From an optimization exercise on the open Yosys and OpenROAD flow, aimed at small area, a short achievable clock period and few clock cycles; shortcuts taken in it are not production practice.
Where RTL was checked, it was by simulation tests only, not by an equivalence proof against the original.
Some runs may be left out. An edit can pass the tests and still lose a function that they never use.
Only the layout flow was run in runs 2 and 4; the RTL was not checked for function there.

$ cat flow/config.mk
export PLATFORM = sky130hd
export DESIGN_NAME = alu
export DESIGN_NICKNAME = alu
export VERILOG_FILES = /design/flow/design.v
export SDC_FILE = /design/flow/constraint.sdc
export NUM_CORES = 4
export LEC_CHECK = 0
export CAP_MARGIN = 20
export CORE_MARGIN = 2
export CORE_UTILIZATION = 40
export SLEW_MARGIN = 20
$ cat flow/constraint.sdc
create_clock -name core_clock -period 32.0 [get_ports {i_clk}]
set_input_delay 6.4000 -clock core_clock [delete_from_list [all_inputs] [get_ports {i_clk}]]
set_output_delay 6.4000 -clock core_clock [all_outputs]
set_load 0.01 [all_outputs]
$ cat flow/design.v
module alu #(
    parameter INT_W  = 6,
    parameter FRAC_W = 10,
    parameter INST_W = 4,
    parameter DATA_W = INT_W + FRAC_W
)(
    input                     i_clk,
    input                     i_rst_n,
    input signed [DATA_W-1:0] i_data_a,
    input signed [DATA_W-1:0] i_data_b,
    input        [INST_W-1:0] i_inst,
    output                    o_valid,
    output                    o_busy,
    output       [DATA_W-1:0] o_data
);
integer i;
reg [3:0] cnt;
reg [1:0] state, n_state;
reg o_valid_w, o_valid_r;
wire [INST_W-1:0] i_inst_w;
reg [INST_W-1:0] i_inst_r;
wire signed [DATA_W-1:0] i_data_a_w, i_data_b_w;
reg signed [DATA_W-1:0] i_data_a_r, i_data_b_r;
reg signed [DATA_W-1:0] o_data_w;
reg signed [DATA_W-1:0] o_data_r;
reg o_busy_r;
wire signed [DATA_W:0] add, sub;
wire signed [2*DATA_W-1:0] mul;
wire signed [21:0] mul_trunc_temp;
wire signed [DATA_W-1:0] mul_rnd;
wire signed [DATA_W:0] mac;
wire [4:0] mask;
wire signed [DATA_W-1:0] gelu_stg1_rnd;
wire signed [2*DATA_W-1:0] rhs1_1;
wire signed [40:0] rhs1_2;
wire signed [41:0] rhs1;
wire signed [25:0] lhs1;
wire signed [67:0] gelu_stg1;
wire signed [28:0] gelu_stg1_trunc_temp;
assign rhs1_1 = i_data_a_r * i_data_a_r;
assign rhs1_2 = rhs1_1 * 23;
assign rhs1 = rhs1_2 + 536870912;
assign lhs1 = i_data_a_r * 817;
assign gelu_stg1 = lhs1 * rhs1;
assign gelu_stg1_trunc_temp = gelu_stg1[67:39]+gelu_stg1[38];
assign gelu_stg1_rnd = (gelu_stg1[67]) ? ((gelu_stg1_trunc_temp < 16'sh8000)?16'h8000:{gelu_stg1_trunc_temp[28], gelu_stg1_trunc_temp[14:0]}) : ((gelu_stg1_trunc_temp > 16'sh7FFF)?16'h7FFF:{gelu_stg1_trunc_temp[28], gelu_stg1_trunc_temp[14:0]});
wire signed [DATA_W:0] gelu_stg2;
wire [DATA_W-1:0] abs_gelu_stg1_rnd;
wire signed [DATA_W-1:0] gelu_stg2_rnd;
wire signed [25:0] gelu_stg2_1;
wire signed [26:0] gelu_stg2_2;
wire signed [DATA_W:0] gelu_stg2_trunc_temp;
assign abs_gelu_stg1_rnd = (gelu_stg1_rnd[DATA_W-1]) ? ~(gelu_stg1_rnd)+1 : gelu_stg1_rnd;
assign gelu_stg2_1 = gelu_stg1_rnd * 512;
assign gelu_stg2_2 = (gelu_stg2_1[25]) ? gelu_stg2_1 - 262144 : gelu_stg2_1 + 262144;
assign gelu_stg2_trunc_temp = gelu_stg2_2[26:10]+gelu_stg2_2[9];
assign gelu_stg2 = (abs_gelu_stg1_rnd < 1536) ? ((abs_gelu_stg1_rnd < 512)?{gelu_stg1_rnd[DATA_W-1], gelu_stg1_rnd}:gelu_stg2_trunc_temp) : ((gelu_stg1_rnd[DATA_W-1]) ? -1024 : 1024);
assign gelu_stg2_rnd = (gelu_stg1_rnd[DATA_W-1]) ? ((gelu_stg2_trunc_temp < 16'sh8000)?16'h8000:{gelu_stg2[DATA_W], gelu_stg2[14:0]}) : ((gelu_stg2_trunc_temp > 16'sh7FFF)?16'h7FFF:{gelu_stg2[DATA_W], gelu_stg2[14:0]});
wire signed [DATA_W-1:0] gelu_stg3_rnd;
wire signed [DATA_W:0] rhs3;
wire signed [25:0] lhs3;
wire signed [42:0] gelu_stg3;
wire signed [22:0] gelu_stg3_trunc_temp;
assign rhs3 = 1024 + gelu_stg2_rnd;
assign lhs3 = 512 * i_data_a_r;
assign gelu_stg3 = lhs3*rhs3;
assign gelu_stg3_trunc_temp = gelu_stg3[42:20]+gelu_stg3[19];
assign gelu_stg3_rnd = (gelu_stg3[42]) ? ((gelu_stg3_trunc_temp < 16'sh8000)?16'h8000:{gelu_stg3_trunc_temp[22], gelu_stg3_trunc_temp[14:0]}) : ((gelu_stg3_trunc_temp > 16'sh7FFF)?16'h7FFF:{gelu_stg3_trunc_temp[22], gelu_stg3_trunc_temp[14:0]});
wire SIGN_A, SIGN_B;
wire [4:0] EXPO_A, EXPO_B;
wire [10:0] MANT_A, MANT_B;  
wire [5:0] abs_expo_diff;
wire [18:0] extend_mant_A, extend_mant_B;
wire [18:0] sh_mant_A, sh_mant_B;
wire [19:0] mant_S_temp;
reg sign_S_r;
wire sign_S_w;
reg [5:0] expo_S_w, expo_S_r;
reg [19:0] mant_S_w, mant_S_r;
wire carry, borrow;
wire guard, round, sticky, bias;
wire SIGN_S;
wire [4:0] EXPO_S;
wire [10:0] MANT_S;
assign SIGN_A = i_data_a_r[DATA_W-1];
assign EXPO_A = i_data_a_r[14:10];
assign MANT_A = {1'b1, i_data_a_r[9:0]};
assign SIGN_B = (i_inst_r == 9) ? !i_data_b_r[DATA_W-1] : i_data_b_r[DATA_W-1];
assign EXPO_B = i_data_b_r[14:10];
assign MANT_B = {1'b1, i_data_b_r[9:0]};
assign abs_expo_diff = (EXPO_A > EXPO_B) ? EXPO_A-EXPO_B : EXPO_B-EXPO_A;
assign extend_mant_A = {MANT_A, 8'b0};
assign extend_mant_B = {MANT_B, 8'b0};
assign sh_mant_A = (EXPO_A > EXPO_B) ? extend_mant_A : extend_mant_A>>abs_expo_diff;     
assign sh_mant_B = (EXPO_A > EXPO_B) ? extend_mant_B>>abs_expo_diff : extend_mant_B;
assign mant_S_temp = (SIGN_A^SIGN_B) ? ((SIGN_A)?sh_mant_B-sh_mant_A:sh_mant_A-sh_mant_B) : sh_mant_A+sh_mant_B;
assign sign_S_w = borrow || (SIGN_A & SIGN_B);
assign carry = mant_S_r[19] & !(SIGN_A^SIGN_B);
assign borrow = mant_S_temp[19] & (SIGN_A^SIGN_B);
assign guard = mant_S_w[8];
assign round = mant_S_w[7];
assign sticky = |mant_S_w[6:0];
assign bias = (round && sticky) || (guard && round && !sticky);
assign SIGN_S = sign_S_w; 
assign EXPO_S = (MANT_S[10]) ? expo_S_w+1 : expo_S_w;
assign MANT_S = mant_S_w[17:8]+bias;
assign add = i_data_a_r + i_data_b_r;
assign sub = i_data_a_r - i_data_b_r;
assign mul = i_data_a_r * i_data_b_r;
assign mul_trunc_temp = mul[31:10]+mul[9];
assign mul_rnd = (mul[2*DATA_W-1]) ? ((mul_trunc_temp < 16'sh8000)?16'h8000:{mul_trunc_temp[21], mul_trunc_temp[14:0]}) : ((mul_trunc_temp > 16'sh7FFF)?16'h7FFF:{mul_trunc_temp[21], mul_trunc_temp[14:0]});
assign mac = o_data_r + mul_rnd;
assign mask = i_data_a_r[0]+i_data_a_r[1]+i_data_a_r[2]+i_data_a_r[3]+
            i_data_a_r[4]+i_data_a_r[5]+i_data_a_r[6]+i_data_a_r[7]+
            i_data_a_r[8]+i_data_a_r[9]+i_data_a_r[10]+i_data_a_r[11]+
            i_data_a_r[12]+i_data_a_r[13]+i_data_a_r[14]+i_data_a_r[15];
assign i_inst_w = (state == 2) ? i_inst : i_inst_r;
assign i_data_a_w = (state == 2) ? i_data_a : i_data_a_r;
assign i_data_b_w = (state == 2) ? i_data_b : i_data_b_r;
assign o_busy = o_busy_r;
assign o_data = o_data_r;
assign o_valid = o_valid_r;
always @(*) begin
    expo_S_w = 0;
    if(cnt == 0)begin  
        expo_S_w = (EXPO_A > EXPO_B) ? {1'b0, EXPO_A} : {1'b0, EXPO_B};
    end
    else begin
        expo_S_w = (carry) ? expo_S_r+1 : ((mant_S_r[18])?expo_S_r:expo_S_r-1);
    end
end
always @(*) begin
    mant_S_w = 0;
    if(cnt == 0)begin
        mant_S_w = (borrow) ? ~(mant_S_temp)+1 : mant_S_temp;
    end
    else begin
        mant_S_w = (carry) ? mant_S_r>>1 : ((mant_S_r[18])?mant_S_r:mant_S_r<<1);
    end
end
always @(*) begin
    case (state)
        0: n_state = 1;
        1: n_state = 2;
        2: n_state = 3;
        3: n_state = (o_valid_w) ? 1 : 3;
    endcase
end
always @(*) begin
    if(state == 1)begin
        o_busy_r = 0;
    end
    else begin
        o_busy_r = 1;
    end
end
always @(*) begin
    if(state == 3)
        case (i_inst_r)
            0: o_valid_w = 1;
            1: o_valid_w = 1;
            2: o_valid_w = 1;
            3: o_valid_w = 1;
            4: o_valid_w = 1;
            5: o_valid_w = (i_data_a_r[15-cnt] == 1);
            6: o_valid_w = (cnt == mask-1);
            7: o_valid_w = (cnt == i_data_b_r-1);
            8,9: o_valid_w = (cnt != 0 && mant_S_r[18]);
            default: o_valid_w = 0;
        endcase
    else begin
        o_valid_w = 0; 
    end
end
always @(*) begin
    if(state == 3)begin
        case (i_inst_r)
            0: begin
                o_data_w = (add[DATA_W]) ? ((add < 16'sh8000)?16'h8000:{add[DATA_W], add[14:0]}) : ((add > 16'sh7FFF)?16'h7FFF:{add[DATA_W], add[14:0]});
            end
            1: begin
                o_data_w = (sub[DATA_W]) ? ((sub < 16'sh8000)?16'h8000:{sub[DATA_W], sub[14:0]}) : ((sub > 16'sh7FFF)?16'h7FFF:{sub[DATA_W], sub[14:0]});
            end
            2: begin
                o_data_w = mul_rnd;
            end
            3: begin
                o_data_w = (mac[DATA_W]) ? ((mac < 16'sh8000)?16'h8000:{mac[DATA_W], mac[14:0]}) : ((mac > 16'sh7FFF)?16'h7FFF:{mac[DATA_W], mac[14:0]});
            end
            4: begin
                o_data_w = gelu_stg3_rnd;
            end
            5: begin
                o_data_w = {12'b0, cnt};
            end
            6: begin
                o_data_w[0] = (cnt == 0) ? ~i_data_b_r[15] : ~o_data_r[15];
                for(i=0; i<DATA_W-1; i=i+1)begin
                    o_data_w[i+1] = (cnt == 0) ?  i_data_b_r[i] : o_data_r[i];
                end
            end
            7: begin
                o_data_w[0] = (cnt == 0) ? (((i_data_a_r[15]^i_data_a_r[13])^i_data_a_r[12])^i_data_a_r[10]) : (((o_data_r[15]^o_data_r[13])^o_data_r[12])^o_data_r[10]);
                for(i=0; i<DATA_W-1; i=i+1)begin
                    o_data_w[i+1] = (cnt == 0) ?  i_data_a_r[i] : o_data_r[i];
                end
            end 
            8,9: begin
                o_data_w = {SIGN_S, EXPO_S, MANT_S[9:0]};
            end
            default: o_data_w = 0;
        endcase
    end
    else begin
        o_data_w = o_data_r;
    end
end
always @(posedge i_clk or negedge i_rst_n) begin
    if(!i_rst_n)begin
        cnt <= 0;
    end
    else begin
        if(state == 3)begin
            case (i_inst)
                5: cnt <= (i_data_a_r[15-cnt] == 1) ? 0 : cnt+1;
                6: cnt <= (cnt == mask-1) ? 0 : cnt+1;
                7: cnt <= (cnt == i_data_b_r-1) ? 0 : cnt+1;
                8,9: cnt <= (cnt != 0 && mant_S_r[18]) ? 0 : cnt+1;
            endcase
        end
    end
end
always @(posedge i_clk or negedge i_rst_n) begin
    if(!i_rst_n)begin
        state <= 0;
        sign_S_r <= 0;
        expo_S_r <= 0;
        mant_S_r <= 0;
        i_inst_r <= 0;
        i_data_a_r <= 0;
        i_data_b_r <= 0;
        o_valid_r <= 0;
        o_data_r <= 0;
    end
    else begin
        state <= n_state;
        sign_S_r <= sign_S_w;
        expo_S_r <= expo_S_w;
        mant_S_r <= mant_S_w;
        i_inst_r <= i_inst_w;
        i_data_a_r <= i_data_a_w;
        i_data_b_r <= i_data_b_w;
        o_valid_r <= o_valid_w;
        o_data_r <= o_data_w;
    end
end
endmodule
$ cat flow/run.sh
#!/bin/bash
# synth_recipe.tcl (not shown) runs the flow's synth.tcl, then flattens the netlist and writes it again
# the make line also repeats each setting of config.mk as NAME=value (left out here)
make -C /OpenROAD-flow-scripts/flow DESIGN_CONFIG=/design/flow/config.mk WORK_HOME=/design/flow/orfs CLKGATE_MAP_FILE= SYNTH_SCRIPT=/design/flow/synth_recipe.tcl finish
Run 1, the clock tree on the layout:
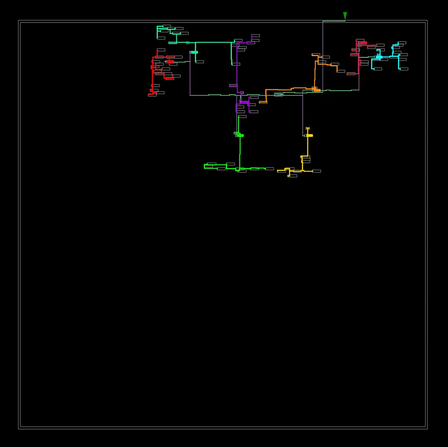
H-tree depth: 3
CTS Buf Count: 9
# clock sinks: 84
CTS root buf: clkbuf_16

Run 1, nets reached from selected ports:
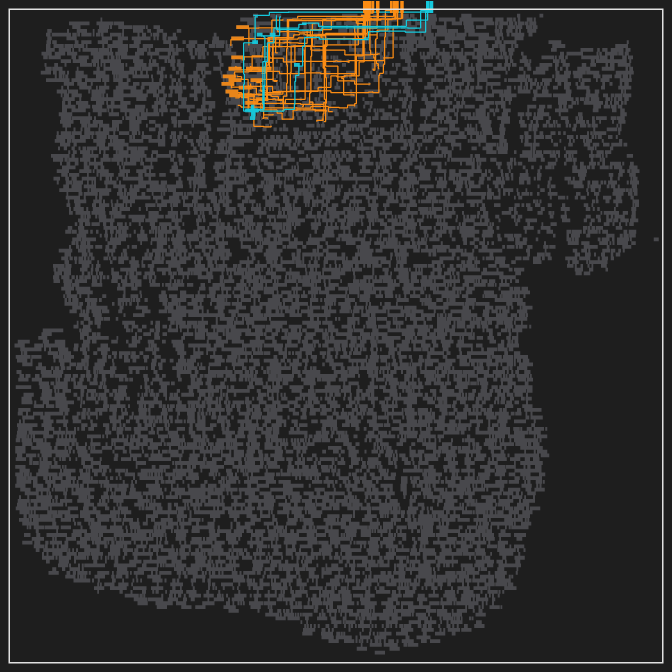
| port | color | bits | direction | edge | end cells | buffers | wire |
|---|---|---|---|---|---|---|---|
| i_inst | cyan | 4 | input | top | 13 | 4 | 876 um |
| o_data | orange | 16 | output | top | 16 | 16 | 3,020 um |
I/O Buffers: 55
number of I/O pins: 56

==> impl_results.md, run 1 <==
- Stages on worst setup path: around 130
- Post-synthesis compound-gate area fraction: 0.102
- Commonest non-fill, non-tap cell in the layout: inv_1
- Startpoint types: flop
- Synth Cell Area: 0.0861 sq mm
- Synth cell count leaders: inv_1, fa_1, nand2_1, ha_1, nor2_1
- Grt peak-use layer: met2
- CTS resizes: 0
- Mux contribution to synthesized area: 0.0121
- Routed Antenna Nets: 0
- Initial antenna violation count: 19
- Pre-CTS setup slack: 0.163 ns
- Kind of end point of the critical path: flop
- Syn Inst Count: roughly 10,000
- Wire per inst: between 20 and 25 um
- TritonRoute pass-1 iters: 6
- Final setup viols: 0
- Synth unique cells: roughly 110
- Register area: 0.00213 sq mm
- Max Freq: between 30 and 40 MHz
- Placed Cells incl. Taps: 13,000
- Fillcell total: 21,300
- Flop2flop setup slack: 1.55 ns
- Metal2 WL: roughly 140 mm
- Reg2Reg Depth: approximately 130
- CTS tree: built
- Seq/Total Area, Yosys: 0.0244
- Setup bufs post-CTS: 0
- Placer Congestion: between 1 and 1.5
- Crit. Startpoint: i_data_a_r[3]
- Run status: no timing/DRC/antenna violations
- Synth warnings: 1
- TAP cells: 2,838
- Main combinational cell family by area after synthesis: adder cells
- Tmin final: a little over 30 ns
- Delay-heaviest family, CP: adder cells
- Dominant class by area: multi-input gates
- Area share of the largest cell type after synthesis: 0.438
- DRT iter0 DRCs: between 5,000 and 6,000
- Share of layout cells above drive strength 1: 0.0711
- Clock Skew: around 0.016 ns
- Number of diodes: 15
- Vias in the first global route: roughly 76,000
- Critical path class: reg2reg
- Wire length on met1: ~120 mm
Testbench counts for the RTL of run 1, summed over its fixed seeds: cycles 8,058.
Run 1, placement by cell class:
Bar = 100 um. Fill, decap, tap and diode cells in gray.
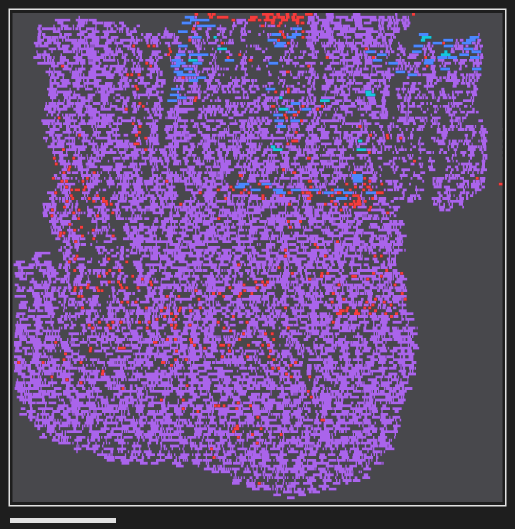
| class | color | cells |
|---|---|---|
| clock drivers and dummy loads | cyan | 16 |
| registers | blue | 84 |
| remaining buffers and delay cells | red | 450 |
| remaining logic cells | purple | 9,661 |
CORE AREA: 0.214 sq mm
final instance area: 0.0930 sq mm
row cnt: 170
fraction of area in registers: 0.0229
fin util: 0.434

Run 1, ports around the boundary:
Pins as bars across the die edge, other pins in gray.
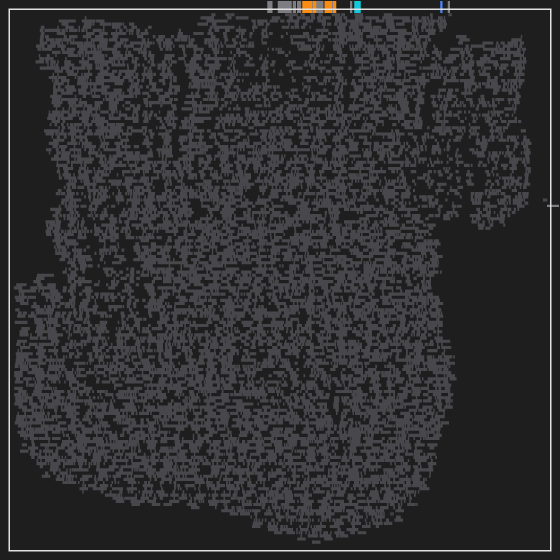
| port | color | pins | direction | edge |
|---|---|---|---|---|
| i_inst | cyan | 4 | input | top |
| o_data | orange | 16 | output | top |
| i_clk | blue | 1 | input | top |
all pins by edge: 55 top, 1 right
Die X-Extent: 468 um
die height: 468 um

==> run 2: a larger rewrite; changed files in full <==
==> flow/design.v <==
module alu #(
    parameter INT_W  = 6,
    parameter FRAC_W = 10,
    parameter INST_W = 4,
    parameter DATA_W = INT_W + FRAC_W
)(
    input                     i_clk,
    input                     i_rst_n,
    input signed [DATA_W-1:0] i_data_a,
    input signed [DATA_W-1:0] i_data_b,
    input        [INST_W-1:0] i_inst,
    output                    o_valid,
    output                    o_busy,
    output       [DATA_W-1:0] o_data
);
reg busy_r;
reg v1, v2, v3, v4;
always @(posedge i_clk or negedge i_rst_n) begin
    if (!i_rst_n) begin
        busy_r <= 1'b1;
        v1 <= 1'b0; v2 <= 1'b0; v3 <= 1'b0; v4 <= 1'b0;
    end else begin
        busy_r <= 1'b0;
        v1 <= ~busy_r;
        v2 <= v1;
        v3 <= v2;
        v4 <= v3;
    end
end
assign o_busy  = busy_r;
assign o_valid = v4;
reg [15:0] a1, b1;
reg [3:0]  op1;
always @(posedge i_clk) begin
    a1  <= i_data_a;
    b1  <= i_data_b;
    op1 <= i_inst;
end
wire [10:0] amag = a1[15] ? (~a1[10:0] + 11'd1) : a1[10:0];
wire        g_in = ($signed(a1) >= -16'sd1710) && ($signed(a1) <= 16'sd1709);
wire [21:0] asq  = amag * amag;
wire [27:0] kprod = asq[21:6] * 12'd2349 + 28'd8192;
wire [15:0] gM   = 16'd52288 + kprod[27:14];
wire        fsa  = a1[15];
wire        fsb  = b1[15] ^ op1[0];
wire        fswp = b1[14:0] > a1[14:0];
wire [14:0] fbig = fswp ? b1[14:0] : a1[14:0];
wire [14:0] fsml = fswp ? a1[14:0] : b1[14:0];
wire [4:0]  fdif = fbig[14:10] - fsml[14:10];
wire [18:0] fsh  = {1'b1, fsml[9:0], 8'b0} >> fdif;
wire [19:0] fsum = (fsa ^ fsb) ? ({1'b0, 1'b1, fbig[9:0], 8'b0} - {1'b0, fsh})
                               : ({1'b0, 1'b1, fbig[9:0], 8'b0} + {1'b0, fsh});
wire        fsgn = fswp ? fsb : fsa;
reg [15:0] a2;
reg [16:0] y2;
reg [3:0]  op2;
reg        gin2;
reg [4:0]  fe2;
reg        fs2;
always @(posedge i_clk) begin
    op2  <= op1;
    gin2 <= g_in;
    fe2  <= fbig[14:10];
    fs2  <= fsgn;
    if (op1[3]) begin
        a2 <= fsum[15:0];
        y2 <= {13'b0, fsum[19:16]};
    end else begin
        a2 <= a1;
        y2 <= (op1 == 4'd4) ? {1'b0, gM} : {b1[15], b1};
    end
end
wire signed [32:0] prod = $signed(a2) * $signed(y2);
wire signed [22:0] mtr = $signed(prod[32:10]) + $signed({22'b0, prod[9]});
wire [15:0] mrnd = (mtr > 23'sd32767) ? 16'h7fff : (mtr < -23'sd32768) ? 16'h8000 : mtr[15:0];
wire signed [16:0] s1 = $signed(prod[32:16]) + $signed({16'b0, prod[15]});
wire [16:0] s1abs = s1[16] ? -s1 : s1;
wire signed [16:0] s1h = s1 + (s1[16] ? -17'sd511 : 17'sd513);
wire signed [11:0] tt = (s1abs < 17'd512) ? s1[11:0] : s1h[12:1];
wire [10:0] gz = 11'd1024 + tt[10:0];
wire signed [16:0] sadd = $signed(a2) + $signed(y2[15:0]);
wire signed [16:0] ssub = $signed(a2) - $signed(y2[15:0]);
wire [15:0] radd = (sadd[16] != sadd[15]) ? {sadd[16], {15{~sadd[16]}}} : sadd[15:0];
wire [15:0] rsub = (ssub[16] != ssub[15]) ? {ssub[16], {15{~ssub[16]}}} : ssub[15:0];
reg [3:0] clz;
integer i;
always @(*) begin
    clz = 4'd0;
    for (i = 0; i < 16; i = i + 1)
        if (a2[i]) clz = 4'd15 - i[3:0];
end
reg [4:0] pop;
always @(*) begin
    pop = 5'd0;
    for (i = 0; i < 16; i = i + 1)
        pop = pop + {4'b0, a2[i]};
end
wire [31:0] jy  = {y2[15:0], ~y2[15:0]} << pop;
wire [15:0] rjc = jy[31:16];
function [31:0] lfsr_seq(input [15:0] x);
    integer j;
    reg [31:0] u;
    begin
        u = {x, 16'b0};
        for (j = 0; j < 16; j = j + 1)
            u[15-j] = u[31-j] ^ u[29-j] ^ u[28-j] ^ u[26-j];
        lfsr_seq = u;
    end
endfunction
wire [31:0] lu = lfsr_seq(a2);
wire [31:0] ly   = lu << y2[4:0];
wire [15:0] rlf  = ly[31:16];
wire [19:0] fm = {y2[3:0], a2};
reg [3:0] flz;
always @(*) begin
    flz = 4'd11;
    for (i = 0; i < 11; i = i + 1)
        if (fm[18-i] && flz == 4'd11) flz = i[3:0];
end
wire [18:0] fn   = fm[19] ? fm[19:1] : (fm[18:0] << flz);
wire        fbias = fn[7] & (fn[8] | (|fn[6:0]));
wire [10:0] fman = {1'b0, fn[17:8]} + {10'b0, fbias};
wire [4:0]  fexp = fe2 + {4'b0, fm[19]} - {1'b0, fm[19] ? 4'd0 : flz} + {4'b0, fman[10]};
wire [15:0] rfp  = {fs2, fexp, fman[9:0]};
reg [15:0] r3;
reg [10:0] z3;
reg        mac3, gel3;
always @(posedge i_clk) begin
    mac3 <= (op2 == 4'd3);
    gel3 <= (op2 == 4'd4) & gin2;
    z3   <= gz;
    case (op2)
        4'd0: r3 <= radd;
        4'd1: r3 <= rsub;
        4'd2, 4'd3: r3 <= mrnd;
        4'd4: r3 <= (gin2 | ~a2[15]) ? a2 : 16'd0;
        4'd5: r3 <= {12'b0, clz};
        4'd6: r3 <= rjc;
        4'd7: r3 <= rlf;
        default: r3 <= rfp;
    endcase
end
wire signed [16:0] macs = $signed(o_data_r) + $signed(r3);
wire [15:0] rmac = (macs[16] != macs[15]) ? {macs[16], {15{~macs[16]}}} : macs[15:0];
wire signed [23:0] gp = $signed(r3[11:0]) * $signed({1'b0, z3});
wire signed [12:0] gres = (gp + 24'sd1024) >>> 11;
reg [15:0] o_data_r;
always @(posedge i_clk or negedge i_rst_n) begin
    if (!i_rst_n)
        o_data_r <= 16'd0;
    else if (v3)
        o_data_r <= mac3 ? rmac : gel3 ? {{3{gres[12]}}, gres} : r3;
end
assign o_data = o_data_r;
endmodule
Run 2, met3 routing:
Bar = 100 um.
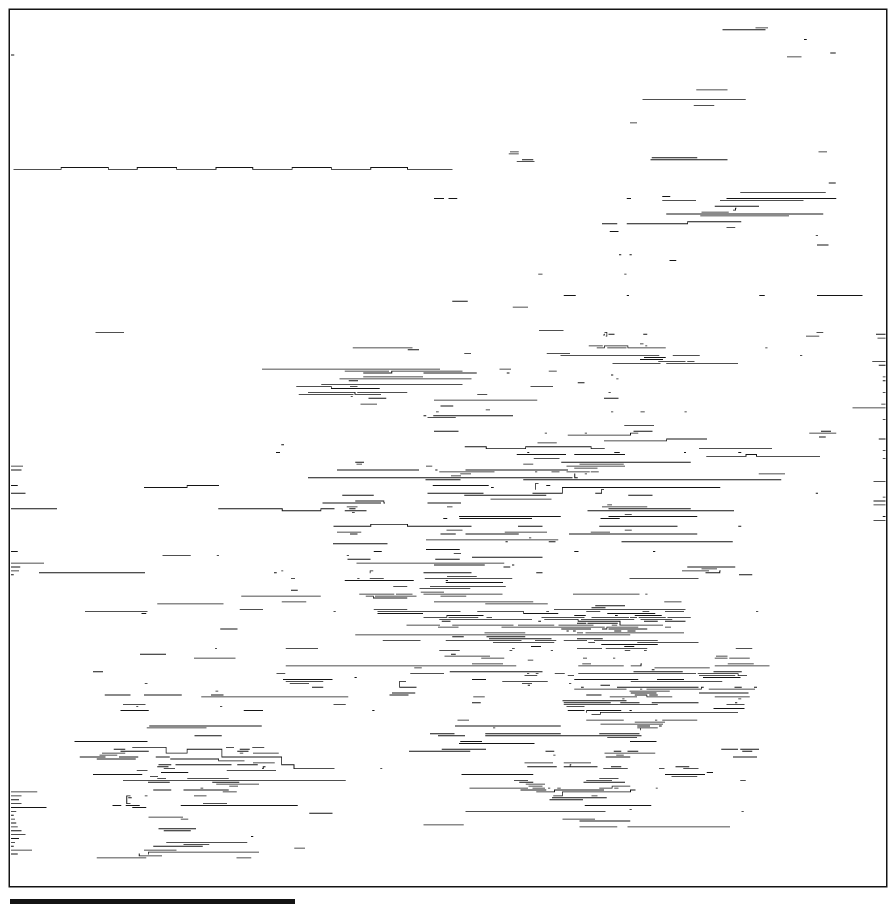
main direction: horizontal
longest straight run: 96.1 um

Run 2, nets reached from selected ports:
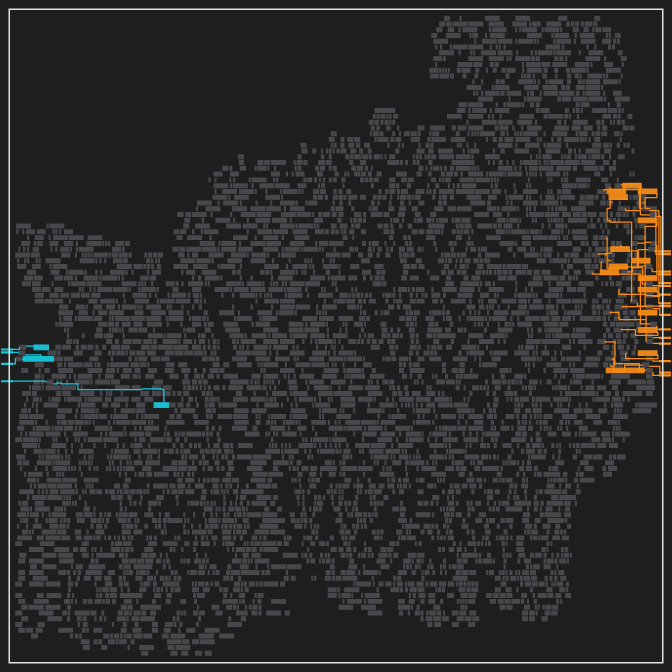
| port | color | bits | direction | edge | end cells | buffers | wire |
|---|---|---|---|---|---|---|---|
| o_data | orange | 16 | output | right | 16 | 16 | 734 um |
| i_inst | cyan | 4 | input | left | 4 | 4 | 113 um |

Run 2, placement by cell class:
Bar = 100 um. Fill, decap, tap and diode cells in gray.
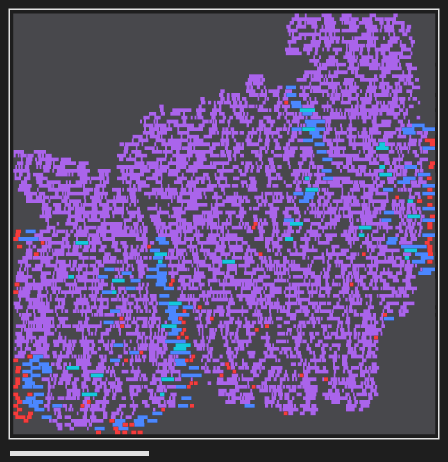
| class | color | cells |
|---|---|---|
| registers | blue | 130 |
| remaining logic cells | purple | 4,164 |
| remaining buffers and delay cells | red | 101 |
| clock drivers and dummy loads | cyan | 32 |
fin util: 0.427
fraction of area in registers: 0.0694
CORE AREA: 0.0914 sq mm
row cnt: 111
final instance area: 0.0391 sq mm

==> impl_results.md, run 2 <==
- Placer Congestion: ~0.95
- Placed Cells incl. Taps: between 5,000 and 6,000
- Fillcell total: around 9,300
- Main combinational cell family by area after synthesis: adder cells
- Wire length on met1: 48.9 mm
- Number of I/O pins: between 50 and 60
- Synth warnings: 1
- Register area: between 0.002 and 0.003 sq mm
- Stages on worst setup path: between 40 and 50
- Routed Antenna Nets: 0
- CTS Buf Count: 17
- Number of diodes: 1
- Delay-heaviest family, CP: adder cells
- Startpoint types: flop
- Setup bufs post-CTS: 0
- DRT iter0 DRCs: ~2,800
- Crit. Startpoint: a1[0]
- Reg2Reg Depth: 47
- Kind of end point of the critical path: flop
- Die height: slightly above 300 um
- Area share of the largest cell type after synthesis: 0.285
- Die X-Extent: approximately 310 um
- Final setup viols: 0
- Metal2 WL: slightly above 50 mm
- Initial antenna violation count: 4
- Run status: no timing/DRC/antenna violations
- TAP cells: approximately 1,200
- Post-synthesis compound-gate area fraction: 0.144
- Grt peak-use layer: met2
- Synth Cell Area: 0.0368 sq mm
- CTS resizes: 0
- Pre-CTS setup slack: 18.69 ns
- Vias in the first global route: 31,300
- CTS tree: built
- I/O Buffers: between 50 and 60
- Mux contribution to synthesized area: 0.0452
- H-tree depth: 4
- Max Freq: 75.1 MHz
- TritonRoute pass-1 iters: 7
- Synth cell count leaders: inv_1, fa_1, nand2_1, ha_1, nor2_1
- Seq/Total Area, Yosys: 0.0737
- Synth unique cells: between 100 and 150
- Clock Skew: between 0.02 and 0.025 ns
- Syn Inst Count: 4,490
- Tmin final: between 10 and 15 ns
- Share of layout cells above drive strength 1: 0.0391
## Run 3: files that changed since run 2, shown whole
==> flow/design.v <==
module alu #(
    parameter INT_W  = 6,
    parameter FRAC_W = 10,
    parameter INST_W = 4,
    parameter DATA_W = INT_W + FRAC_W
)(
    input                     i_clk,
    input                     i_rst_n,
    input signed [DATA_W-1:0] i_data_a,
    input signed [DATA_W-1:0] i_data_b,
    input        [INST_W-1:0] i_inst,
    output                    o_valid,
    output                    o_busy,
    output       [DATA_W-1:0] o_data
);
integer i;
reg busy_r, pz;
reg v1, v2, v3, v4, v5, v6;
always @(posedge i_clk or negedge i_rst_n) begin
    if (!i_rst_n) begin
        busy_r <= 1'b1;
        v1 <= 1'b0; v2 <= 1'b0; v3 <= 1'b0; v4 <= 1'b0; v5 <= 1'b0; v6 <= 1'b0;
        pz <= 1'b1;
    end else begin
        busy_r <= 1'b0;
        v1 <= ~busy_r;
        v2 <= v1;
        v3 <= v2;
        v4 <= v3;
        v5 <= v4;
        v6 <= v5;
        if (v5) pz <= 1'b0;
    end
end
assign o_busy  = busy_r;
assign o_valid = v6;
reg [15:0] a1, b1;
reg [3:0]  op1;
always @(posedge i_clk) begin
    a1  <= i_data_a;
    b1  <= i_data_b;
    op1 <= i_inst;
end
wire signed [15:0] sa1 = a1;
wire        g_in = (sa1 >= -16'sd1710) && (sa1 <= 16'sd1709);
wire [10:0] gc  = a1[10:0] ^ {11{a1[15]}};
reg  [21:0] asq;
always @(*) begin
    asq = {10'b0, a1[15], 11'b0} & 22'd0;
    for (i = 0; i < 11; i = i + 1)
        asq = asq + ({21'b0, gc[i]} << (2*i));
    for (i = 0; i < 11; i = i + 1)
        asq = asq + (({11'b0, gc} & {22{gc[i]}} & ~((22'd1 << (i+1)) - 22'd1)) << (i + 1));
    asq = asq + (a1[15] ? {10'b0, gc, 1'b1} : 22'd0);
end
wire        fsa  = a1[15];
wire        fsb  = b1[15] ^ op1[0];
wire        fswp = b1[14:0] > a1[14:0];
wire [14:0] fbig = fswp ? b1[14:0] : a1[14:0];
wire [14:0] fsml = fswp ? a1[14:0] : b1[14:0];
wire [4:0]  fdif = fbig[14:10] - fsml[14:10];
wire [18:0] fsh  = {1'b1, fsml[9:0], 8'b0} >> fdif;
wire [19:0] fsum = (fsa ^ fsb) ? ({1'b0, 1'b1, fbig[9:0], 8'b0} - {1'b0, fsh})
                               : ({1'b0, 1'b1, fbig[9:0], 8'b0} + {1'b0, fsh});
wire        fsgn = fswp ? fsb : fsa;
reg [15:0] x2, y2;
reg [3:0]  op2;
reg        gin2;
always @(posedge i_clk) begin
    op2  <= op1;
    gin2 <= g_in;
    x2   <= op1[3] ? fsum[15:0] : a1;
    y2   <= op1[3] ? {6'b0, fsgn, fbig[14:10], fsum[19:16]}
          : (op1 == 4'd4) ? asq[21:6] : b1;
end
wire [29:0] kprod = {14'b0, y2} * 30'd2349 + 30'd8192 + (30'd52288 << 14);
wire [15:0] gM    = kprod[29:14];
wire [19:0] fm = {y2[3:0], x2};
reg [3:0] flz;
always @(*) begin
    flz = 4'd11;
    for (i = 10; i >= 0; i = i - 1)
        if (fm[18-i]) flz = i[3:0];
end
wire [18:0] fn    = fm[19] ? fm[19:1] : (fm[18:0] << flz);
wire        fbias = fn[7] & (fn[8] | (|fn[6:0]));
wire [10:0] fman  = {1'b0, fn[17:8]} + {10'b0, fbias};
wire [4:0]  fexp  = y2[8:4] + {4'b0, fm[19]} - {1'b0, fm[19] ? 4'd0 : flz} + {4'b0, fman[10]};
wire [15:0] rfp   = {y2[9], fexp, fman[9:0]};
wire signed [15:0] sx2 = x2;
wire signed [15:0] sy2 = y2;
wire signed [16:0] sadd = sx2 + sy2;
wire signed [16:0] ssub = sx2 - sy2;
wire [15:0] radd = (sadd[16] != sadd[15]) ? {sadd[16], {15{~sadd[16]}}} : sadd[15:0];
wire [15:0] rsub = (ssub[16] != ssub[15]) ? {ssub[16], {15{~ssub[16]}}} : ssub[15:0];
reg [3:0] clz;
always @(*) begin
    clz = 4'd0;
    for (i = 0; i < 16; i = i + 1)
        if (x2[i]) clz = 4'd15 - i[3:0];
end
reg [4:0] pop;
always @(*) begin
    pop = 5'd0;
    for (i = 0; i < 16; i = i + 1)
        pop = pop + {4'b0, x2[i]};
end
wire [31:0] jy  = {y2, ~y2} << pop;
function [31:0] lfsr_seq(input [15:0] x);
    integer j;
    reg [31:0] u;
    begin
        u = {x, 16'b0};
        for (j = 0; j < 16; j = j + 1)
            u[15-j] = u[31-j] ^ u[29-j] ^ u[28-j] ^ u[26-j];
        lfsr_seq = u;
    end
endfunction
wire [31:0] lu = lfsr_seq(x2);
wire [31:0] ly = lu << y2[4:0];
reg [15:0] x3;
reg [16:0] y3;
reg [3:0]  op3;
reg        gin3;
always @(posedge i_clk) begin
    op3  <= op2;
    gin3 <= gin2;
    y3   <= (op2 == 4'd4) ? {1'b0, gM} : {y2[15], y2};
    case (op2)
        4'd0: x3 <= radd;
        4'd1: x3 <= rsub;
        4'd5: x3 <= {12'b0, clz};
        4'd6: x3 <= jy[31:16];
        4'd7: x3 <= ly[31:16];
        4'd8, 4'd9: x3 <= rfp;
        default: x3 <= x2;
    endcase
end
wire signed [15:0] sx3 = x3;
wire signed [16:0] sy3 = y3;
wire signed [32:0] prod = sx3 * sy3;
reg [23:0] p4;
reg [15:0] x4;
reg [3:0]  op4;
reg        gin4;
always @(posedge i_clk) begin
    op4  <= op3;
    gin4 <= gin3;
    p4   <= prod[32:9];
    x4   <= x3;
end
wire signed [22:0] mtr  = p4[23:1] + {22'b0, p4[0]};
wire [15:0] mrnd = (mtr > 23'sd32767) ? 16'h7fff : (mtr < -23'sd32768) ? 16'h8000 : mtr[15:0];
wire signed [12:0] s1   = p4[19:7] + {12'b0, p4[6]};
wire [12:0]        s1ab = s1[12] ? -s1 : s1;
wire signed [12:0] s1h  = s1 + (s1[12] ? -13'sd511 : 13'sd513);
wire signed [11:0] tt   = (s1ab < 13'd512) ? s1[11:0] : s1h[12:1];
wire [10:0]        gz   = 11'd1024 + tt[10:0];
reg [15:0] r5;
reg [10:0] z5;
reg        mac5, gel5;
always @(posedge i_clk) begin
    mac5 <= (op4 == 4'd3);
    gel5 <= (op4 == 4'd4) & gin4;
    z5   <= gz;
    if (op4 == 4'd2 || op4 == 4'd3)
        r5 <= mrnd;
    else if (op4 == 4'd4 && !gin4 && x4[15])
        r5 <= 16'd0;
    else
        r5 <= x4;
end
reg [15:0] o_data_r;
wire [15:0]        prev = pz ? 16'd0 : o_data_r;
wire signed [15:0] sprev = prev;
wire signed [15:0] sr5 = r5;
wire signed [16:0] macs = sprev + sr5;
wire [15:0]        rmac = (macs[16] != macs[15]) ? {macs[16], {15{~macs[16]}}} : macs[15:0];
wire signed [11:0] sga = r5[11:0];
wire signed [11:0] sgz = {1'b0, z5};
wire signed [23:0] gp   = sga * sgz;
wire signed [12:0] gres = (gp + 24'sd1024) >>> 11;
always @(posedge i_clk) begin
    if (v5)
        o_data_r <= mac5 ? rmac : gel5 ? {{3{gres[12]}}, gres} : r5;
end
assign o_data = o_data_r;
endmodule
Run 3, met3 routing:
Bar = 100 um.
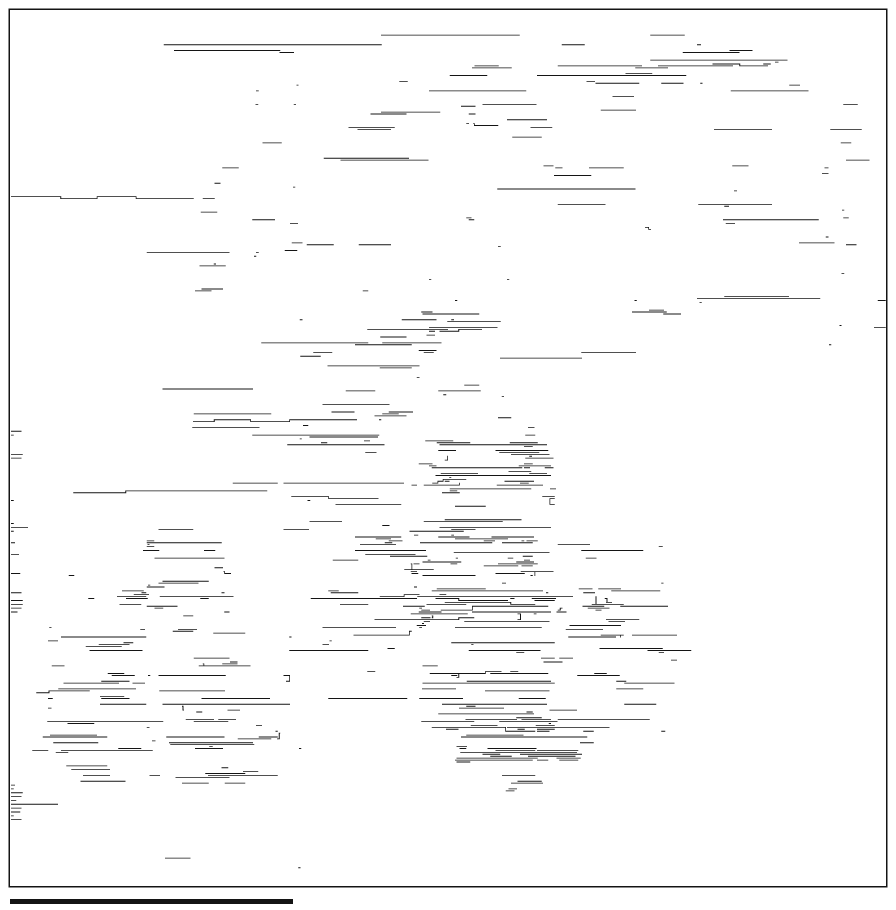
nets with wire on the layer: 331
longest straight run: 76.8 um
main direction: horizontal
share of all routed wire: 5.6%
wire length on this layer: 5,970 um

Run 3, the clock tree on the layout:
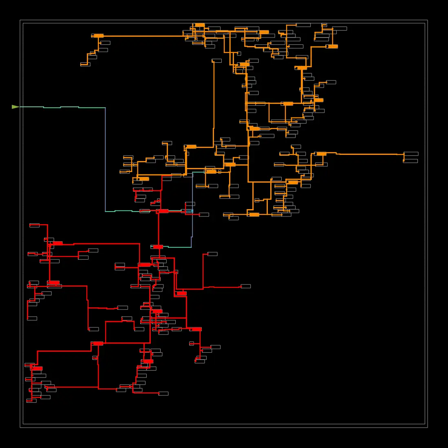
H-tree depth: 1
sequential cells: 209
# clock sinks: 209
CTS Buf Count: 28

Run 3, ports around the boundary:
Pins as bars across the die edge, other pins in gray.
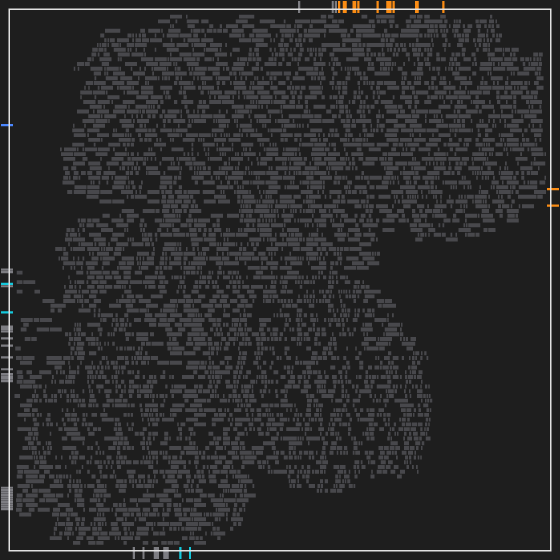
| port | color | pins | direction | edge |
|---|---|---|---|---|
| o_data | orange | 16 | output | 14 top, 2 right |
| i_clk | blue | 1 | input | left |
| i_inst | cyan | 4 | input | 2 bottom, 2 left |
all pins by edge: 27 left, 17 top, 10 bottom, 2 right
Die X-Extent: 310 um
die height: 310 um

==> impl_results.md, run 3 <==
- Run status: no timing/DRC/antenna violations
- Seq/Total Area, Yosys: 0.117
- Kind of end point of the critical path: output pin
- Fraction of area in registers: 0.109
- Grt peak-use layer: met2
- Reg2Reg Depth: 30
- Number of I/O pins: 56
- Vias in the first global route: 30,700
- CORE AREA: 0.0930 sq mm
- Dominant class by area: multi-input gates
- Synth cell count leaders: inv_1, fa_1, nand2_1, ha_1, nor2_1
- Area share of the largest cell type after synthesis: 0.268
- Commonest non-fill, non-tap cell in the layout: inv_1
- Placer Congestion: approximately 0.94
- Max Freq: around 120 MHz
- Synth unique cells: 91
- I/O Buffers: 55
- Crit. Startpoint: busy_r
- Final instance area: between 0.04 and 0.05 sq mm
- Fillcell total: ~9,500
- Flop2flop setup slack: 24.24 ns
- Critical path class: reg2out
- DRT iter0 DRCs: 2,360
- Final setup viols: 0
- Syn Inst Count: approximately 4,400
- Fin util: 0.431
- Synth Cell Area: roughly 0.037 sq mm
- Pre-CTS setup slack: 24.49 ns
Testbench counts for the RTL of run 3, summed over its fixed seeds: cycles 1,648.
## Run 4: large edit since run 3, in outline
flow/design.v: 188 -> 1122 lines; modules unchanged: 0
  alu: edited, 188 -> 1122 lines
Run 4, ports around the boundary:
Pins as bars across the die edge, other pins in gray.
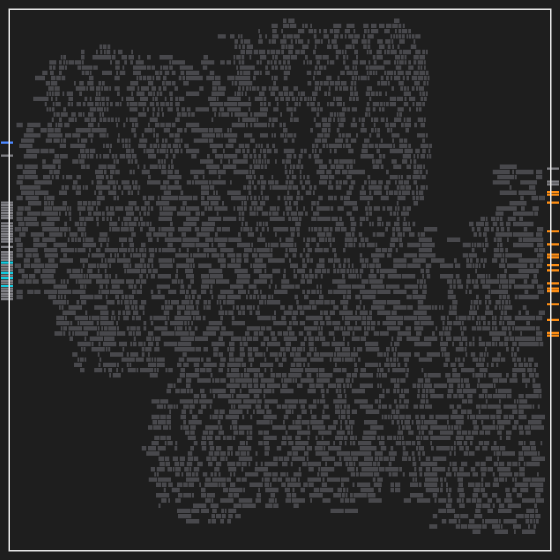
| port | color | pins | direction | edge |
|---|---|---|---|---|
| i_clk | blue | 1 | input | left |
| o_data | orange | 16 | output | right |
| i_inst | cyan | 4 | input | left |
all pins by edge: 37 left, 19 right

Run 4, the clock tree on the layout:
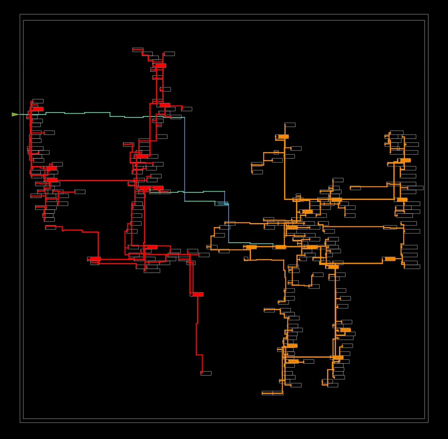
CTS Buf Count: 27

Run 4, nets reached from selected ports:
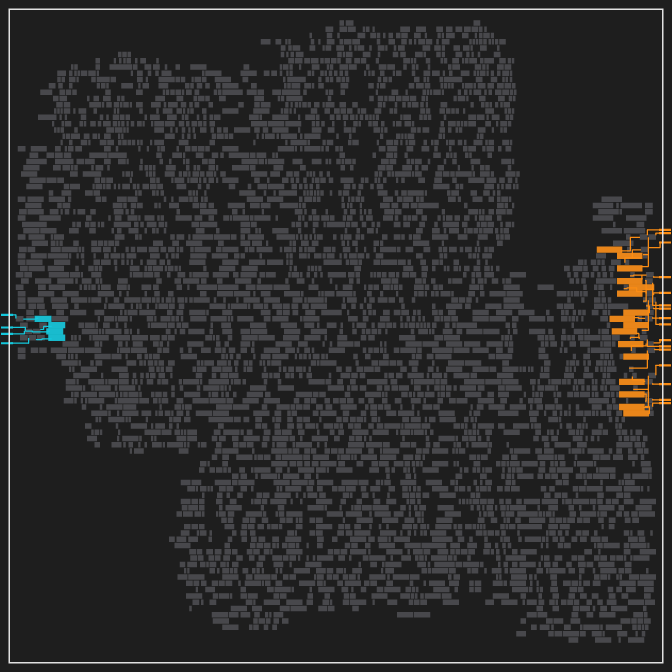
| port | color | bits | direction | edge | end cells | buffers | wire |
|---|---|---|---|---|---|---|---|
| i_inst | cyan | 4 | input | left | 4 | 4 | 59.4 um |
| o_data | orange | 16 | output | right | 16 | 16 | 274 um |

==> impl_results.md, run 4 <==
- Kind of end point of the critical path: output pin
- Max Freq: approximately 120 MHz
- Number of diodes: 0
- Fraction of area in registers: 0.132
- Main combinational cell family by area after synthesis: adder cells
- TAP cells: slightly above 1,000
- Seq/Total Area, Yosys: 0.142
- Metal2 WL: about 43 mm
- DRT iter0 DRCs: about 2,500
- Critical path class: reg2out
- Sequential cells: 209
- TritonRoute pass-1 iters: 6
- Die X-Extent: 282 um
- Wire length on met1: a little over 40 mm
- CTS root buf: clkbuf_16
- Startpoint types: flop
- I/O Buffers: 55
- CTS tree: built
- Final setup viols: 0
- Setup bufs post-CTS: 0
- Stages on worst setup path: 1
- Share of layout cells above drive strength 1: 0.0549
- Synth cell count leaders: inv_1, ha_1, nor2_1, nand2_1, xnor2_1
- Synth unique cells: 90
- Post-synthesis compound-gate area fraction: 0.226
- Commonest non-fill, non-tap cell in the layout: inv_1
- Routed Antenna Nets: 0
- CORE AREA: around 0.076 sq mm
- Flop2flop setup slack: between 20 and 25 ns
- Grt peak-use layer: met2
- Placer Congestion: 0.940
- Crit. Startpoint: busy_r
- Run status: no timing/DRC/antenna violations
- Vias in the first global route: ~27,000
- Reg2Reg Depth: 29
- Clock Skew: between 0.01 and 0.015 ns
- Dominant class by area: multi-input gates
- Tmin final: around 8 ns
- Die height: 282 um
- CTS resizes: 0
- Number of I/O pins: 56
- # clock sinks: 209
- Pre-CTS setup slack: approximately 24 ns
- Placed Cells incl. Taps: ~4,700
- Synth Cell Area: 0.0308 sq mm
- Synth warnings: 1
==> run 4 -> run 5 <==
--- a/flow/design.v
+++ b/flow/design.v
@@ -371,28 +371,11 @@
 wire [29:0] km_sum = km_r0 + km_r1;
 assign gM = km_sum[29:14];
 wire [19:0] fm = {y2[3:0], x2};
-reg [3:0] flz;
+reg  [3:0]  flz;
 always @(*) begin
-    flz = 4'd11;
-    for (i = 10; i >= 0; i = i - 1)
-        if (fm[18-i]) flz = i[3:0];
-end
-wire [18:0] fn    = fm[19] ? fm[19:1] : (fm[18:0] << flz);
-wire        fbias = fn[7] & (fn[8] | (|fn[6:0]));
-wire [10:0] fman  = {1'b0, fn[17:8]} + {10'b0, fbias};
-wire [4:0]  fexp  = y2[8:4] + {4'b0, fm[19]} - {1'b0, fm[19] ? 4'd0 : flz} + {4'b0, fman[10]};
-wire [15:0] rfp   = {y2[9], fexp, fman[9:0]};
-wire signed [15:0] sx2 = x2;
-wire signed [15:0] sy2 = y2;
-wire signed [16:0] sadd = sx2 + sy2;
-wire signed [16:0] ssub = sx2 - sy2;
-wire [15:0] radd = (sadd[16] != sadd[15]) ? {sadd[16], {15{~sadd[16]}}} : sadd[15:0];
-wire [15:0] rsub = (ssub[16] != ssub[15]) ? {ssub[16], {15{~ssub[16]}}} : ssub[15:0];
-reg [3:0] clz;
-always @(*) begin
-    clz = 4'd0;
-    for (i = 0; i < 16; i = i + 1)
-        if (x2[i]) clz = 4'd15 - i[3:0];
+    flz = 4'd12;
+    for (i = 11; i >= 0; i = i - 1)
+        if (fm[19-i]) flz = i[3:0];
 end
 reg [4:0] pop;
 always @(*) begin
@@ -400,7 +383,27 @@
     for (i = 0; i < 16; i = i + 1)
         pop = pop + {4'b0, x2[i]};
 end
-wire [31:0] jy  = {y2, ~y2} << pop;
+reg [15:0] x3;
+reg [16:0] y3;
+reg [3:0]  op3;
+reg        gin3;
+always @(posedge i_clk) begin
+    op3  <= op2;
+    gin3 <= gin2;
+    x3   <= (op2 == 4'd6) ? {11'b0, pop} : x2;
+    y3   <= (op2 == 4'd4) ? {1'b0, gM}
+          : op2[3] ? {3'b0, flz, y2[9:0]} : {y2[15], y2};
+end
+wire               ssb  = op3[0];
+wire        [15:0] syy  = y3[15:0] ^ {16{ssb}};
+wire        [16:0] sres = {x3[15], x3} + {syy[15], syy} + {16'b0, ssb};
+wire        [15:0] rads = (sres[16] != sres[15]) ? {sres[16], {15{~sres[16]}}} : sres[15:0];
+reg [3:0] clz;
+always @(*) begin
+    clz = 4'd0;
+    for (i = 0; i < 16; i = i + 1)
+        if (x3[i]) clz = 4'd15 - i[3:0];
+end
 function [31:0] lfsr_seq(input [15:0] x);
     integer j;
     reg [31:0] u;
@@ -411,26 +414,16 @@
         lfsr_seq = u;
     end
 endfunction
-wire [31:0] lu = lfsr_seq(x2);
-wire [31:0] ly = lu << y2[4:0];
-reg [15:0] x3;
-reg [16:0] y3;
-reg [3:0]  op3;
-reg        gin3;
-always @(posedge i_clk) begin
-    op3  <= op2;
-    gin3 <= gin2;
-    y3   <= (op2 == 4'd4) ? {1'b0, gM} : {y2[15], y2};
-    case (op2)
-        4'd0: x3 <= radd;
-        4'd1: x3 <= rsub;
-        4'd5: x3 <= {12'b0, clz};
-        4'd6: x3 <= jy[31:16];
-        4'd7: x3 <= ly[31:16];
-        4'd8, 4'd9: x3 <= rfp;
-        default: x3 <= x2;
-    endcase
-end
+wire [31:0] lu = lfsr_seq(x3);
+wire        isfp = op3[3];
+wire [31:0] shv  = isfp ? {y3[3:0], x3, 12'b0} : (op3[0] ? lu : {y3[15:0], ~y3[15:0]});
+wire [4:0]  shn  = isfp ? {1'b0, y3[13:10]} : (op3[0] ? y3[4:0] : x3[4:0]);
+wire [31:0] shw  = shv << shn;
+wire [18:0] fn   = shw[31:13];
+wire        fbias = fn[7] & (fn[8] | (|fn[6:0]));
+wire [10:0] fman  = {1'b0, fn[17:8]} + {10'b0, fbias};
+wire [4:0]  fexp  = y3[8:4] + 5'd1 - {1'b0, y3[13:10]} + {4'b0, fman[10]};
+wire [15:0] rfp   = {y3[9], fexp, fman[9:0]};
 wire [23:0] prod;
 wire m1_w0 = x3[0] ^ 1'b0;
 wire m1_w1 = (x3[1] & ~x3[0] & ~1'b0) | (~x3[1] & x3[0] & 1'b0);
@@ -858,7 +851,13 @@
     op4  <= op3;
     gin4 <= gin3;
     p4   <= prod;
-    x4   <= x3;
+    case (op3)
+        4'd0, 4'd1: x4 <= rads;
+        4'd5: x4 <= {12'b0, clz};
+        4'd6, 4'd7: x4 <= shw[31:16];
+        4'd8, 4'd9: x4 <= rfp;
+        default: x4 <= x3;
+    endcase
 end
 wire signed [22:0] mtr  = p4[23:1] + {22'b0, p4[0]};
 wire [15:0] mrnd = (mtr > 23'sd32767) ? 16'h7fff : (mtr < -23'sd32768) ? 16'h8000 : mtr[15:0];
Run 5, met3 routing:
Bar = 100 um.
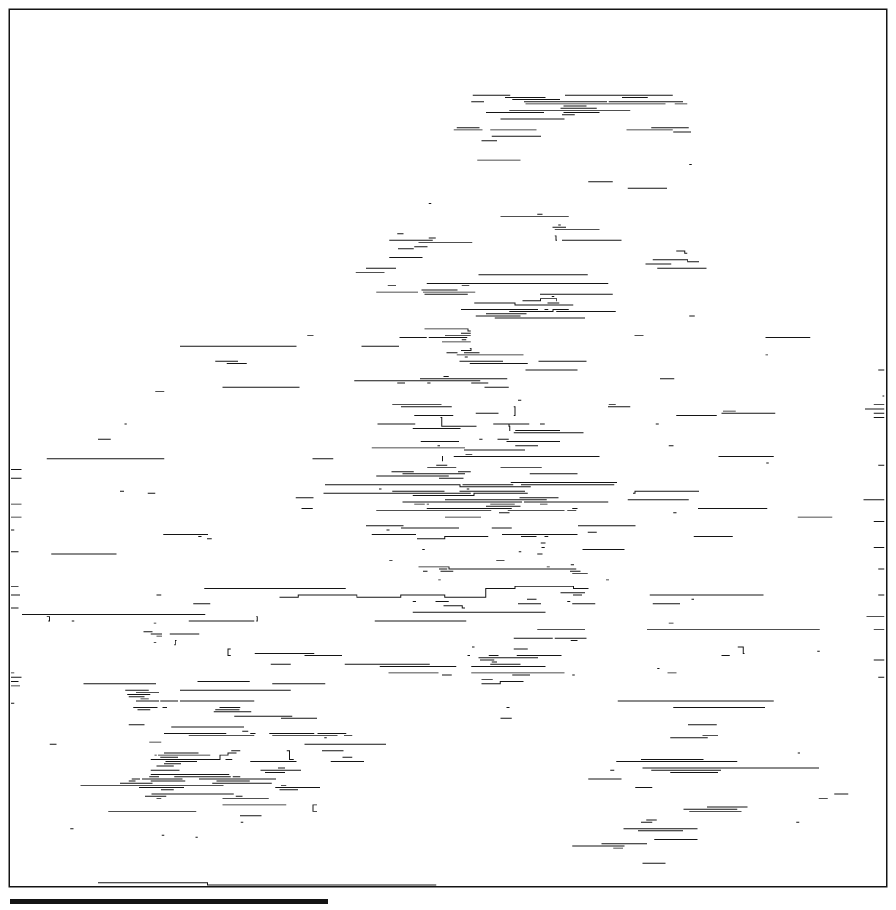
wire length on this layer: 4,760 um
nets with wire on the layer: 271
longest straight run: 71.8 um
share of all routed wire: 5.7%
detailed-route via count: 24,600
met3 usage: 0.0237

Run 5, the clock tree on the layout:
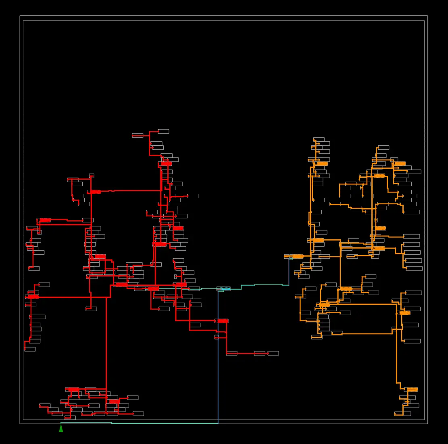
CTS Buf Count: 25

Run 5, placement by cell class:
Bar = 100 um. Fill, decap, tap and diode cells in gray.
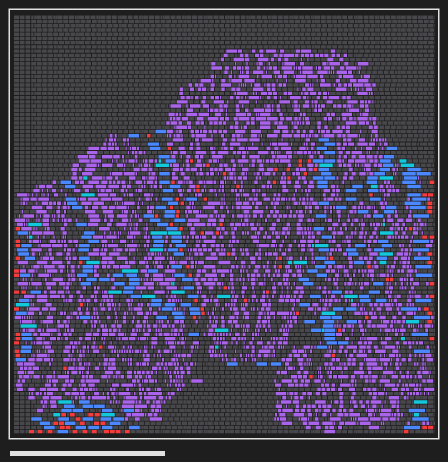
| class | color | cells |
|---|---|---|
| remaining buffers and delay cells | red | 113 |
| registers | blue | 209 |
| remaining logic cells | purple | 3,067 |
| clock drivers and dummy loads | cyan | 44 |

==> impl_results.md, run 5 <==
- Synth unique cells: 112
- CTS resizes: 0
- TAP cells: between 900 and 1,000
- Clock Skew: approximately 0.024 ns
- Die height: between 200 and 300 um
- Critical path class: reg2out
- # clock sinks: 209
- Setup bufs post-CTS: 0
- Post-synthesis compound-gate area fraction: 0.210
- Grt peak-use layer: met2
- Tmin final: between 7 and 8 ns
- Final instance area: 0.0315 sq mm
- Share of layout cells above drive strength 1: 0.0650
- H-tree depth: 1
- Max Freq: 125 MHz
- Placer Congestion: 0.907
- CTS tree: built
- Fraction of area in registers: 0.139
- Sequential cells: approximately 210
- Crit. Startpoint: busy_r
- Wire per inst: ~19 um
- Routed Antenna Nets: 0
- Run status: no timing/DRC/antenna violations
Testbench counts for the RTL of run 5, summed over its fixed seeds: cycles 1,648.

[separate check: timing with driven ports]
Ports are ideal in the flow. The routed layouts listed here were re-timed in OpenROAD. Step 1 (the two cells are an assumption about what drives the block):
set clk [get_ports {i_clk}]
set_driving_cell -lib_cell sky130_fd_sc_hd__clkbuf_16 $clk
set_driving_cell -lib_cell sky130_fd_sc_hd__buf_2 [delete_from_list [all_inputs] $clk]
Step 2 also shifts input and output timing later by t, the mid clock arrival at the registers, as if the neighbouring blocks saw the same clock. a / b / c = ideal / step 1 / step 2; a / b = the first two.
| run | shift t [ns] | setup WS [ns] | slew at the worst register clock pin (ns) | cell pins on the clock port's net |
|---|---|---|---|---|
| run 1 | 0.450 | 1.547 / 1.547 / 1.547 | 0.08 / 0.08 | 1 |
| run 2 | 0.556 | 18.678 / 18.678 / 18.678 | 0.08 / 0.08 | 1 |
| run 3 | 0.641 | 23.950 / 23.895 / 24.237 | 0.07 / 0.07 | 1 |
| run 4 | 0.621 | 23.989 / 23.930 / 24.062 | 0.07 / 0.07 | 1 |
| run 5 | 0.595 | 24.020 / 23.970 / 24.540 | 0.07 / 0.07 | 1 |
After both steps setup and hold are still met in every run listed.
